Source: an optimization exercise on an open RTL-to-GDS flow (aim: small area and a short achievable clock period). Production flows keep margins and buffers that such runs may drop. The RTL was checked by simulation tests, not by an equivalence proof against the original design. No activity file was given, so power comes from the tool's default toggle rates.

--- config.mk ---
export PLATFORM = sky130hd
export DESIGN_NAME = top
export DESIGN_NICKNAME = top
export VERILOG_FILES = /design/flow/design.v
export SDC_FILE = /design/flow/constraint.sdc
export NUM_CORES = 4
export LEC_CHECK = 0
export CAP_MARGIN = 20
export CORE_MARGIN = 2
export CORE_UTILIZATION = 40
export PLACE_DENSITY = 0.6
export SLEW_MARGIN = 20
--- constraint.sdc ---
create_clock -name core_clock -period 10.0 [get_ports {GCLK}]
set_input_delay 2.0000 -clock core_clock [delete_from_list [all_inputs] [get_ports {GCLK}]]
set_output_delay 2.0000 -clock core_clock [all_outputs]
set_load 0.01 [all_outputs]
--- design.v ---
`timescale 1ns / 1ps
module fixed_point_linear #(
    parameter INTEGER_W = 16,
    parameter FRACTIONAL_W = 16,
    parameter VALUE_OG_WIDTH = INTEGER_W + FRACTIONAL_W,
    parameter K_WIDTH = 32,  
    parameter B_WIDTH = INTEGER_W + FRACTIONAL_W,
    parameter VALUE_OUT_WIDTH = INTEGER_W + FRACTIONAL_W,
    parameter MULT_RESULT_WIDTH = VALUE_OG_WIDTH + K_WIDTH
) (
    input  logic clk,
    input  logic rst_n,
    input  logic signed [VALUE_OG_WIDTH-1:0] value_og,
    input  logic signed [K_WIDTH-1:0] k,
    input  logic signed [B_WIDTH-1:0] b,
    input  logic                      valid_i,
    output logic                      ready_o,
    input  logic                      ready_i,
    output logic                      valid_o,
    output logic signed [VALUE_OUT_WIDTH-1:0] value_out
);
    logic signed [VALUE_OG_WIDTH-1:0] value_og_reg;
    logic signed [K_WIDTH-1:0] k_reg;
    logic signed [B_WIDTH-1:0] b_reg;
    logic signed [MULT_RESULT_WIDTH-1:0] multiplication_reg;
    logic signed [MULT_RESULT_WIDTH-1:0] scaled_mult_reg;
    logic signed [VALUE_OUT_WIDTH-1:0] value_out_reg;
    logic valid_stage1, valid_stage2, valid_stage3, valid_stage4;
    logic signed [MULT_RESULT_WIDTH-1:0] multiplication;
    logic signed [MULT_RESULT_WIDTH-1:0] scaled_mult;
    logic signed [MULT_RESULT_WIDTH-1:0] addition;
    logic signed [VALUE_OUT_WIDTH-1:0] max_positive;
    logic signed [VALUE_OUT_WIDTH-1:0] max_negative;
    assign ready_o = ~valid_stage1 || (valid_stage1 && ready_i);
    always_ff @(posedge clk) begin
        if (!rst_n) begin
            value_og_reg <= '0;
            k_reg <= '0;
            b_reg <= '0;
            valid_stage1 <= 1'b0;
        end else begin
            if (ready_o) begin  
                value_og_reg <= value_og;
                k_reg <= k;
                b_reg <= b;
                valid_stage1 <= valid_i;
            end
        end
    end
    always_ff @(posedge clk) begin
        if (!rst_n) begin
            multiplication_reg <= '0;
            valid_stage2 <= 1'b0;
        end else begin
            if (valid_stage1) begin  
                multiplication_reg <= value_og_reg * k_reg;
                valid_stage2 <= valid_stage1;
            end else begin
                valid_stage2 <= 1'b0;
            end
        end
    end
    assign multiplication = multiplication_reg;
    always_ff @(posedge clk) begin
        if (!rst_n) begin
            scaled_mult_reg <= '0;
            valid_stage3 <= 1'b0;
        end else begin
            if (valid_stage2) begin  
                scaled_mult_reg <= multiplication >>> FRACTIONAL_W;  
                valid_stage3 <= valid_stage2;
            end else begin
                valid_stage3 <= 1'b0;
            end
        end
    end
    assign scaled_mult = scaled_mult_reg;
    always_ff @(posedge clk) begin
        if (!rst_n) begin
            value_out_reg <= '0;
            valid_stage4 <= 1'b0;
        end else begin
            if (valid_stage3) begin  
                addition = scaled_mult + {{(MULT_RESULT_WIDTH-B_WIDTH){b_reg[B_WIDTH-1]}}, b_reg};
                max_positive = (1 << (VALUE_OUT_WIDTH-1)) - 1;   
                max_negative = -(1 << (VALUE_OUT_WIDTH-1));      
                if ($signed(addition) > $signed(max_positive)) begin
                    value_out_reg <= max_positive;
                end else if ($signed(addition) < $signed(1'b0)) begin
                    value_out_reg <= 0;
                end else begin
                    value_out_reg <= addition[VALUE_OUT_WIDTH-1:0];
                end
                valid_stage4 <= valid_stage3;
            end else begin
                valid_stage4 <= 1'b0;
            end
        end
    end
    always_ff @(posedge clk) begin
        if (!rst_n) begin
            valid_o <= 1'b0;
            value_out <= '0;
        end else begin
            if (ready_i) begin  
                valid_o <= valid_stage4;
                value_out <= value_out_reg;
            end
        end
    end
endmodule
`timescale 1ns / 1ps
module fifo #(
    parameter DATA_WIDTH = 32,
    parameter DEPTH = 16,
    parameter START_NUMBER = 0
)(
    input  logic clk,
    input  logic reset_n,
    output  logic [DATA_WIDTH-1:0] s_axis_tdata,
    output  logic s_axis_tvalid,
    input logic s_axis_tready,
    input logic [DATA_WIDTH-1:0] m_axis_tdata,
    input logic m_axis_tvalid,
    output  logic m_axis_tready
);
    logic [DATA_WIDTH-1:0] mem [0:DEPTH-1];
    logic [$clog2(DEPTH)-1:0] wr_ptr;
    logic [$clog2(DEPTH)-1:0] rd_ptr;
    logic [$clog2(DEPTH):0] count;
    logic full, empty;
    assign full = (count == DEPTH);
    assign empty = (count == 0);
    assign m_axis_tready = !full;  
    assign s_axis_tvalid = (!empty);
    always_ff @(posedge clk or negedge reset_n) begin
        if (!reset_n) begin
            wr_ptr <= 0;
            rd_ptr <= 0;
            count <= START_NUMBER;
            s_axis_tdata <= 0;
        end else begin
            if (m_axis_tvalid && m_axis_tready) begin
                mem[wr_ptr] <= m_axis_tdata;
                wr_ptr <= (wr_ptr == DEPTH-1) ? 0 : wr_ptr + 1;
            end
            if (s_axis_tvalid && s_axis_tready ) begin
                s_axis_tdata <= mem[rd_ptr];
                rd_ptr <= (rd_ptr == DEPTH-1) ? 0 : rd_ptr + 1;
            end
            case ({m_axis_tvalid && m_axis_tready, s_axis_tvalid && s_axis_tready})
                2'b01: count <= count - 1;   
                2'b10: count <= count + 1;   
                2'b11: count <= count;       
                default: ;                   
            endcase
        end
    end
endmodule
`timescale 1ns / 1ps
module parallel_DAC #(     
    parameter FIFO_DEPTH = 4,
    parameter DATA_WIDTH = 32,
    parameter START_NUMBER = 4       
)(
    input logic      in_clk,
    input logic      in_reset,
    input logic      in_sdo, 
    input logic [DATA_WIDTH-1:0] in_data,
    input logic      valid, 
    output logic      ready,
    output logic     out_sclk,
    output logic     out_ss,
    output logic     out_sdio,
    output logic     out_busy,
    output logic        sel_1_0,
    output logic        sel_1_1,
    output logic        sel_2_0,
    output logic        sel_2_1,
    output logic        AS2_r,
    output logic [15:0] out_data
);
    logic      in_start;
    logic [5:0] timer;
    logic sclk, sclk_buf;
    logic sdio, ss, busy;
    logic [15:0] dout;
    logic [7:0] counter_data;
    logic [3:0] timer_sclk;
    logic [5:0] timer_delay;
    logic [15:0] data;
    logic sclk_pos; assign sclk_pos = ~sclk_buf & sclk;
    logic sclk_neg; assign sclk_neg = ~sclk & sclk_buf;
    logic     data_went;
    assign data [15:0] = in_data[15:0];
    assign out_sdio = sdio;
    assign out_sclk = sclk;
    assign out_ss = ss;
    assign out_busy = busy;
    logic [2:0] sel_r;
    logic block;
    always_ff @(posedge in_clk or negedge in_reset) begin
        if(!in_reset) begin
            timer_sclk <= 4'd0;
        end else begin
            timer_sclk <= (in_start && (timer_sclk < 4'd5)) ? 
                         timer_sclk + 1 : 4'd0;
        end
    end
    always_ff @(posedge in_clk or negedge in_reset) begin
        if(!in_reset) begin
            in_start <= 'd0;
        end else if (valid && ready ) begin
            in_start <= 1'b1;
        end else if (timer_delay == 6'd30 )
            in_start <= 'd0;
    end
    always_ff @(posedge in_clk or negedge in_reset) begin
        if(!in_reset) begin
            out_data <= 'd0;
        end else if (in_start) begin
            if (timer_delay == 6'd29) begin
                out_data <= data;
            end 
        end
    end
    always_ff @(posedge in_clk or negedge in_reset) begin
        if(!in_reset) begin
            sclk <= 1'b1;
        end else begin
            if(in_start) begin
                if(timer_sclk == 4'd4 && counter_data != 8'd16) 
                    sclk <= ~sclk;
                else if(counter_data == 8'd16) 
                    sclk <= 1'b1;
            end else begin
                sclk <= 1'b1;
            end
        end
    end
    always_ff @(posedge in_clk or negedge in_reset) begin
        if(!in_reset) begin
            sclk_buf <= 1'b1;
        end else begin
            sclk_buf <= sclk;
        end
    end
    always_ff @(posedge in_clk or negedge in_reset) begin
        if(!in_reset) begin
            counter_data <= 8'd0;
        end else begin
            if(in_start) begin
                if(sclk_pos && (counter_data < 8'd16)) 
                    counter_data <= counter_data + 1;
                else if( !in_start)
                    counter_data <= 8'd0;
            end else begin
                counter_data <= 8'd0;
            end
        end
    end
    always_ff @(posedge in_clk or negedge in_reset) begin
        if(!in_reset) begin
            dout <= 16'd0;
            block <= 0;
        end else begin
            if(in_start && !block) begin
                if(counter_data == 8'd0) begin
                    dout <= in_data[31:16];
                end else if((counter_data > 0) && (counter_data < 16) && sclk_neg) begin
                    dout <= {dout[14:0], 1'b0};
                end else if(counter_data == 16)
                 block <= 1'b1;   
            end else if (!in_start) begin
                block <= 1'b0;
            end
        end
    end
        always_comb begin
        if(!in_reset) begin
            ready <= 1'b0;
        end else begin
            if (valid && !in_start) begin
                ready <= 1'b1;
            end else  begin
                ready <= 1'b0;
            end
        end
    end
    always_ff @(posedge in_clk or negedge in_reset) begin
        if(!in_reset) begin
            sdio <= 1'b0;
        end else begin
            sdio <= (in_start) ? dout[15] : 1'b0;
        end
    end
    always_ff @(posedge in_clk or negedge in_reset) begin
        if(!in_reset) begin
            timer_delay <= 6'd0;
        end else begin
            if(in_start) begin
                if((counter_data == 8'd16) && (timer_delay < 6'd30)) 
                    timer_delay <= timer_delay + 1;
                else if(counter_data != 8'd16) 
                    timer_delay <= 6'd0;
            end else begin
                timer_delay <= 6'd0;
            end
        end
    end
    always_ff @(posedge in_clk or negedge in_reset) begin
        if(!in_reset) begin
            ss <= 1'b1;
        end else begin
            ss <= (busy) ? 1'b0 : 1'b1;
        end
    end
    always_ff @(posedge in_clk or negedge in_reset) begin
        if(!in_reset) begin
            busy <= 1'b0;
            data_went <= 1'b0; 
        end else begin
            if( in_start) begin
                busy <= (timer_delay != 6'd30);          
                data_went <= (timer_delay == 6'd29); 
            end else begin
                busy <= 1'b0;
            end
        end
    end
     always_ff @(posedge in_clk) begin
    if (!in_reset) begin
        sel_r <= 'b0;
        AS2_r <= 1'b0;
    end else if (data_went) begin
            sel_r<=sel_r + 1'b1;
       end else if(sel_r == 3'b010) begin
            AS2_r <= 1'b1;
        end else if(sel_r == 3'b100) begin
            sel_r <= 'b0;
            AS2_r <= 1'b0;
        end
end
assign sel_1_0 = (sel_r == 3'b001);
assign sel_1_1 = (sel_r == 3'b010);
assign sel_2_0 = (sel_r == 3'b011);
assign sel_2_1 = (sel_r == 3'b100);
endmodule
`timescale 1ns / 1ps
module top#(       
    parameter FIFO_DEPTH = 16,
    parameter DATA_WIDTH = 32,
    parameter START_NUMBER = 0    
)(
    input  logic        GCLK,
    input  logic        OTG_RESETN,
    input  logic [DATA_WIDTH-1:0] wdatax,
    input  logic [DATA_WIDTH-1:0] wdatay,
    input  logic        validx,
    input  logic        validy,
    input  logic [DATA_WIDTH-1:0] kx_u,
    input  logic [DATA_WIDTH-1:0] bx_u,
    input  logic [DATA_WIDTH-1:0] kx_c,
    input  logic [DATA_WIDTH-1:0] bx_c,
    input  logic [DATA_WIDTH-1:0] ky_u,
    input  logic [DATA_WIDTH-1:0] by_u,
    input  logic [DATA_WIDTH-1:0] ky_c,
    input  logic [DATA_WIDTH-1:0] by_c,
    output logic        sel_1_0,
    output logic        sel_1_1,
    output logic        sel_2_0,
    output logic        sel_2_1,
    output logic        AS2_r,
    output  logic       wready,
    output logic        JB1,
    output logic        JB2,
    output logic        JB3,
    output logic        JB4,
    output logic        JB7,
    output logic        JB8,
    output logic        JB9,
    output logic        JB10,
    output logic        JA1,
    output logic        JA2,
    output logic        JA3,
    output logic        JA4,
    output logic        JA7,
    output logic        JA8,
    output logic        JA9,
    output logic        JA10,
    output logic        JC1_N,
    output logic        JC1_P,
        input logic        JC2_N,
    output logic        JC2_P,
    output logic        JC3_P
);
 assign JC1_P = 1'b0;
 logic [31:0]  in_data;
 logic  in_valid;
 logic in_ready;
    logic                  u_ready;
    logic                  u_valid;
    logic [DATA_WIDTH-1:0] u_data;
    logic                  c_ready;
    logic                  c_valid;
    logic [DATA_WIDTH-1:0] c_data;  
    logic [DATA_WIDTH-1:0] k_u;
    logic [DATA_WIDTH-1:0] b_u;
    logic [DATA_WIDTH-1:0] k_c;
    logic [DATA_WIDTH-1:0] b_c;
    logic [DATA_WIDTH-1:0] wdata;
    logic  wvalid;
    logic  store_valid;
    logic  done; 
always_ff @(posedge GCLK or negedge OTG_RESETN) begin
    if (!OTG_RESETN) begin
        store_valid <= 1'b0;
        done<= 1'b0;
    end else begin
        if (validx && validy) begin
            store_valid <= validy;
            done <= validy;
        end else if (!validx && !validy && u_valid) begin
            done <= store_valid;
            store_valid <=1'b0;
        end
    end
end
always_ff @(posedge GCLK or negedge OTG_RESETN) begin
        if (!OTG_RESETN) begin
        wdata <= '0;
        k_u <= '0;
        b_u <= '0;
        k_c <= '0;
        b_c <= '0;
        wvalid <= 1'b0;
    end else if (validx) begin
        wdata <= wdatax;
        k_u <= kx_u;
        b_u <= bx_u;
        wvalid <= validx;
    end else if (u_valid) begin
        if (store_valid) begin
            wdata <= wdatay;
            k_u <= ky_u;
            b_u <= by_u;
            k_c <= kx_c;
            b_c <= bx_c;
            wvalid <= u_valid;
        end else if (done) begin
            k_c <= ky_c;
            b_c <= by_c;
        end
    end else begin
        wdata <= '0;
        wvalid <= 1'b0;
    end
end
parallel_DAC #(
    .FIFO_DEPTH(FIFO_DEPTH),
    .DATA_WIDTH(DATA_WIDTH),
    .START_NUMBER(START_NUMBER)
)dac_inst (
    .in_clk(GCLK),
    .in_reset(OTG_RESETN),
    .in_sdo(JC2_N), 
    .in_data(in_data),
    .out_sclk(JC2_P),
    .out_ss(JC1_N),
    .out_sdio(JC3_P),
    .out_busy(),
    .AS2_r(AS2_r),
    .valid(in_valid), 
    .sel_1_0(sel_1_0),
    .sel_1_1(sel_1_1),
    .sel_2_0(sel_2_0),
    .sel_2_1(sel_2_1),
    .ready(in_ready),
    .out_data({JA1,JA2,JA3,JA4,JA7,JA8,JA9,JA10,JB1,JB2,JB3,JB4,JB7,JB8,JB9,JB10})
);
    fifo #(
        .DATA_WIDTH(DATA_WIDTH),
        .DEPTH(FIFO_DEPTH)
    ) fifo_inst (
        .clk(GCLK),
        .reset_n(OTG_RESETN),
        .s_axis_tdata(in_data),
        .s_axis_tvalid(in_valid),
        .s_axis_tready(in_ready),
        .m_axis_tdata({wdata[31:16],c_data[31:16]}),
        .m_axis_tvalid(c_valid),
        .m_axis_tready(c_ready)
    );
fixed_point_linear mult_u (
    .clk(GCLK),
    .rst_n(OTG_RESETN),
    .value_og({wdata[15:0],16'b0}),
    .k(k_u),
    .b(b_u),
    .valid_i(wvalid),
    .ready_o(wready),
    .ready_i(u_ready),
    .valid_o(u_valid),
    .value_out(u_data)
);
fixed_point_linear mult_code (
    .clk(GCLK),
    .rst_n(OTG_RESETN),
    .value_og(u_data),
    .k(k_c),
    .b(b_c),
    .valid_i(u_valid),
    .ready_o(u_ready),
    .ready_i(c_ready),
    .valid_o(c_valid),
    .value_out(c_data)
);
endmodule
--- run.sh ---
#!/bin/bash
# synth_recipe.tcl (not shown) runs the flow's synth.tcl, then flattens the netlist and writes it again
# the make line also repeats each setting of config.mk as NAME=value (left out here)
make -C /OpenROAD-flow-scripts/flow DESIGN_CONFIG=/design/flow/config.mk WORK_HOME=/design/flow/orfs CLKGATE_MAP_FILE= SYNTH_SCRIPT=/design/flow/synth_recipe.tcl finish
==> reports/qor.txt <==
Switching Fraction = 32.5%
Starting Density = 40.2%
commonest non-fill, non-tap cell in the layout = fa_1
hpwl dp = 208000 um
most frequent cell after synthesis = fa_1
Final min period = 9.38 ns
first-pass GRT wire length = 447000 um
Hold Path Depth = 1
DRC viols = 0
CP arrival = 10.10 ns
multiplexer share of the synthesized area = 3.51%
GRT Max-Usage Layer = met2
FF-to-FF setup slack = 0.62 ns
die footprint = 0.265 mm^2
WL final = 284000 um
PwrDens = 127 mW/mm^2
Metal-1 WL = 123000 um
Fill cells = 24277
clock power share = 35.8%
post-synthesis adder-cell area fraction = 35.1%
required time worst endpoint = 10.72 ns
Sw Pwr = 4.81 mW
Register Area = 0.0316 mm^2
CP max FO = 11
Post-synth EDFFs = 512
Crit. End Element = flop
Placer Congestion = 0.913
worst hold margin = 0.360 ns
placed cell count = 13657
outcome = complete, no violations
via count = 72927
Synth Area in Compound Gates = 8.53%
CP max stage delay = 0.93 ns
grt ovf = 0
vias in the first global route = 77172
GRT met3 Usage = 3.41%
RSZ-0062 raised after global routing = false
Pwr top = registers
max reg flops = 512
first drt pass iteration count = 6
Warnings, synthesis = 5
relative slew slack = 23.9%
Post-CTS Setup Bufs = 0
pin slew with the least headroom to its limit = 1.14 ns
area post-placement = 0.112 mm^2
post-synth top area share = 30.1%
type of origin of the critical path = flop
initial antenna violation count = 6
total power draw = 14.8 mW
TritonCTS buffer count = 139
clk latency of the worst-skew pair = 0.82 ns
Static Leakage = 50.5 nW
Worst path most repeated cell = fa_1
initial detailed-routing violation count = 4897
Avg Synthesized Cell Area = 10.1 um^2
commonest cells in the synthesized netlist = fa_1, nand2_1, inv_1
GR Util met1 = 29.0%
synth top area cells = fa_1, edfxtp_1, dfxtp_1, dfrtp_1, nand2_1
Post-Syn Instances = 10311
Max Slew Vio Count = 0
Seq/Total Area, Yosys = 30.3%
routed wl met2 = 136000 um
layout cell share with drive strength beyond 1 = 4.71%
root buf cell = clkbuf_16
Final Hold Viols = 0
fin cells = 13918
most frequent cells in the layout = fa_1, nand2_1, inv_1
clk_skew = 0.0717 ns
largest family of logic cells by synthesized area = adder cells
Via-to-Cell Ratio = 5.24
pre-CTS setup slack = 0.659 ns
flops & latches, synth = 1256
cell internal pwr = 10.0 mW
Finish-stage setup viols = 0
Final ANT Viol Nets = 0
syn nets = 12621
slowest cell on the critical path = dfxtp_1
XOR/XNOR Fraction of Synth Area = 1.57%
nets@finish = 12706
Seq pwr share = 40.7%
# clock sinks = 1256
gr usage total = 21.6%
TNS Setup = 0 ns
grt met2 use = 36.1%
design area = 0.116 mm^2
Post-Syn Area = 0.104 mm^2
die width = 515 um
sequential power = 6.03 mW
H-tree Lvls = 4
crit share post-route = 93.8%
Core Rows = 187
Synth Area in Simple Gates = 13.5%
peak supply drop = 0.182 mV
fmax = 107 MHz
Logic pwr share = 23.6%
clock-net power = 5.31 mW
critical path class = reg2reg
pin count of the biggest net entering global routing = 136
Max Cap Viol = 0
FFs w/ async S/R, synth = 21.2%
clk buf depth = 3
die height = 515 um
uppermost layer routed = met5
PortBufs = 348
final core occ = 44.8%
synth unique cells = 93
top_reg_cell synth = edfxtp_1
CTS tree = yes
P_comb = 3.49 mW
DR WL/cell = 20.4 um
slack of the critical path = 0.618 ns
CTS Hold Bufs = 0
core area = 0.259 mm^2
PostCTS Resize Cnt = 0
IO Pins = 351
Clk pin slew, worst setup/hold paths = 0.06 ns
P&R area growth vs syn = 11.5%
Multi-input gate area = 0.0651 mm^2
Met3 Wirelength = 17700 um
Yosys top cell by area = fa_1
[final timing paths]
path                                                                 end                               startpoint
max                        mult_code.multiplication_reg[60]$_SDFFE_PN0P_  mult_code.value_og_reg[10]$_SDFFE_PN0P_
min                                                dac_inst.ss$_DFF_PN1_                  dac_inst.busy$_DFF_PN0_
max reg2reg                mult_code.multiplication_reg[60]$_SDFFE_PN0P_  mult_code.value_og_reg[10]$_SDFFE_PN0P_
min reg2reg                                        dac_inst.ss$_DFF_PN1_                  dac_inst.busy$_DFF_PN0_
max in group asynchronous                             b_u[0]$_DFFE_PN0P_                               OTG_RESETN
min in group asynchronous                          wdata[22]$_DFFE_PN0P_                               OTG_RESETN
[critical path: cells and delay by family, from the launching register on]
kind,cells,cell delay [ns]
AND/OR/NAND/NOR,4,0.68
AO/OA/AOI/OAI,9,2.58
flip-flops,1,0.93
buffers and inverters,6,0.85
adder cells (fa/ha/maj),9,4.28
[area by class of cell]
type	instances	area share, %
timing repair buffer	535	4.27
clock inverter	59	0.746
sequential	1256	27.2
inverter	1482	4.79
antenna	4	0.00860
multi-input combinational	6982	56.0
tap	3402	3.66
clock buffer	198	3.37
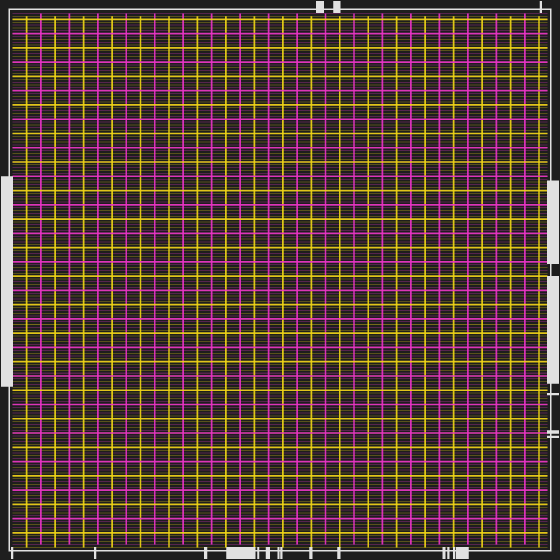
*PDN straps and rails*
Pins as bars on the die edge.
[VSS] yellow
[VDD] magenta
met1 rails: 188
met4 straps: 37
met5 straps: 37
rows: 187
signal pins: 351

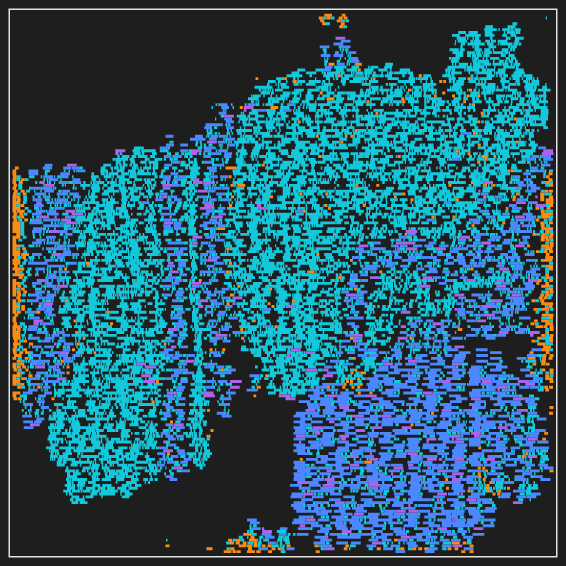
*Placement by cell class*
[flip-flops] blue | cells: 1256 | share of their area: 28%
[other buffers and delay cells] orange | cells: 535 | share of their area: 4.4%
[all other logic] cyan | cells: 8464 | share of their area: 63%
[clock drivers and dummy loads] purple | cells: 257 | share of their area: 4.3%

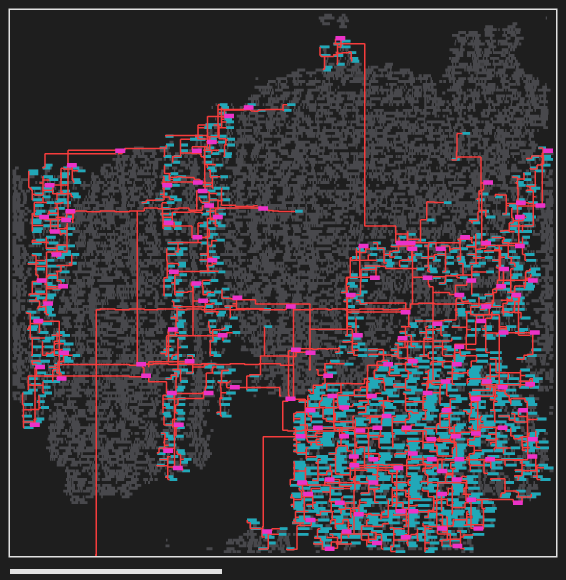
*Clock distribution*
The bar under the picture is 200 um long.
[clock wires] red | length: 17200 um
[flip-flops] cyan | count: 1256
[cells driving clock nets] magenta | count: 139
routed clock nets: 140

==> what the ideal ports hide <==
How much do the figures lean on ideal ports? The routed layout below was timed once more, with nothing changed but the port constraints.
Step 1 sets driving cells, clkbuf_16 on the clock port and buf_2 on the other inputs (assumed; they add their load-dependent delay and slew).
Step 2 adds t to the input delays and takes it off the output delays; t is the mean of the earliest and latest rising clock arrival at the registers after step 1. Input paths then give back, and output paths get back, about the clock's delay inside the block.
Three values: ideal, step 1, step 2; two values: the first two.
t, ns: 0.882
slack for setup (ns): 0.618 / 0.618 / 0.618
clock arrival spread, ns: 0.079 / 0.078
cell pins on the clock port's net: 1
After both steps setup and hold are still met in this run. For this run, drivers alone change the setup slack by 0.000 ns; drivers and shift together by 0.000 ns.
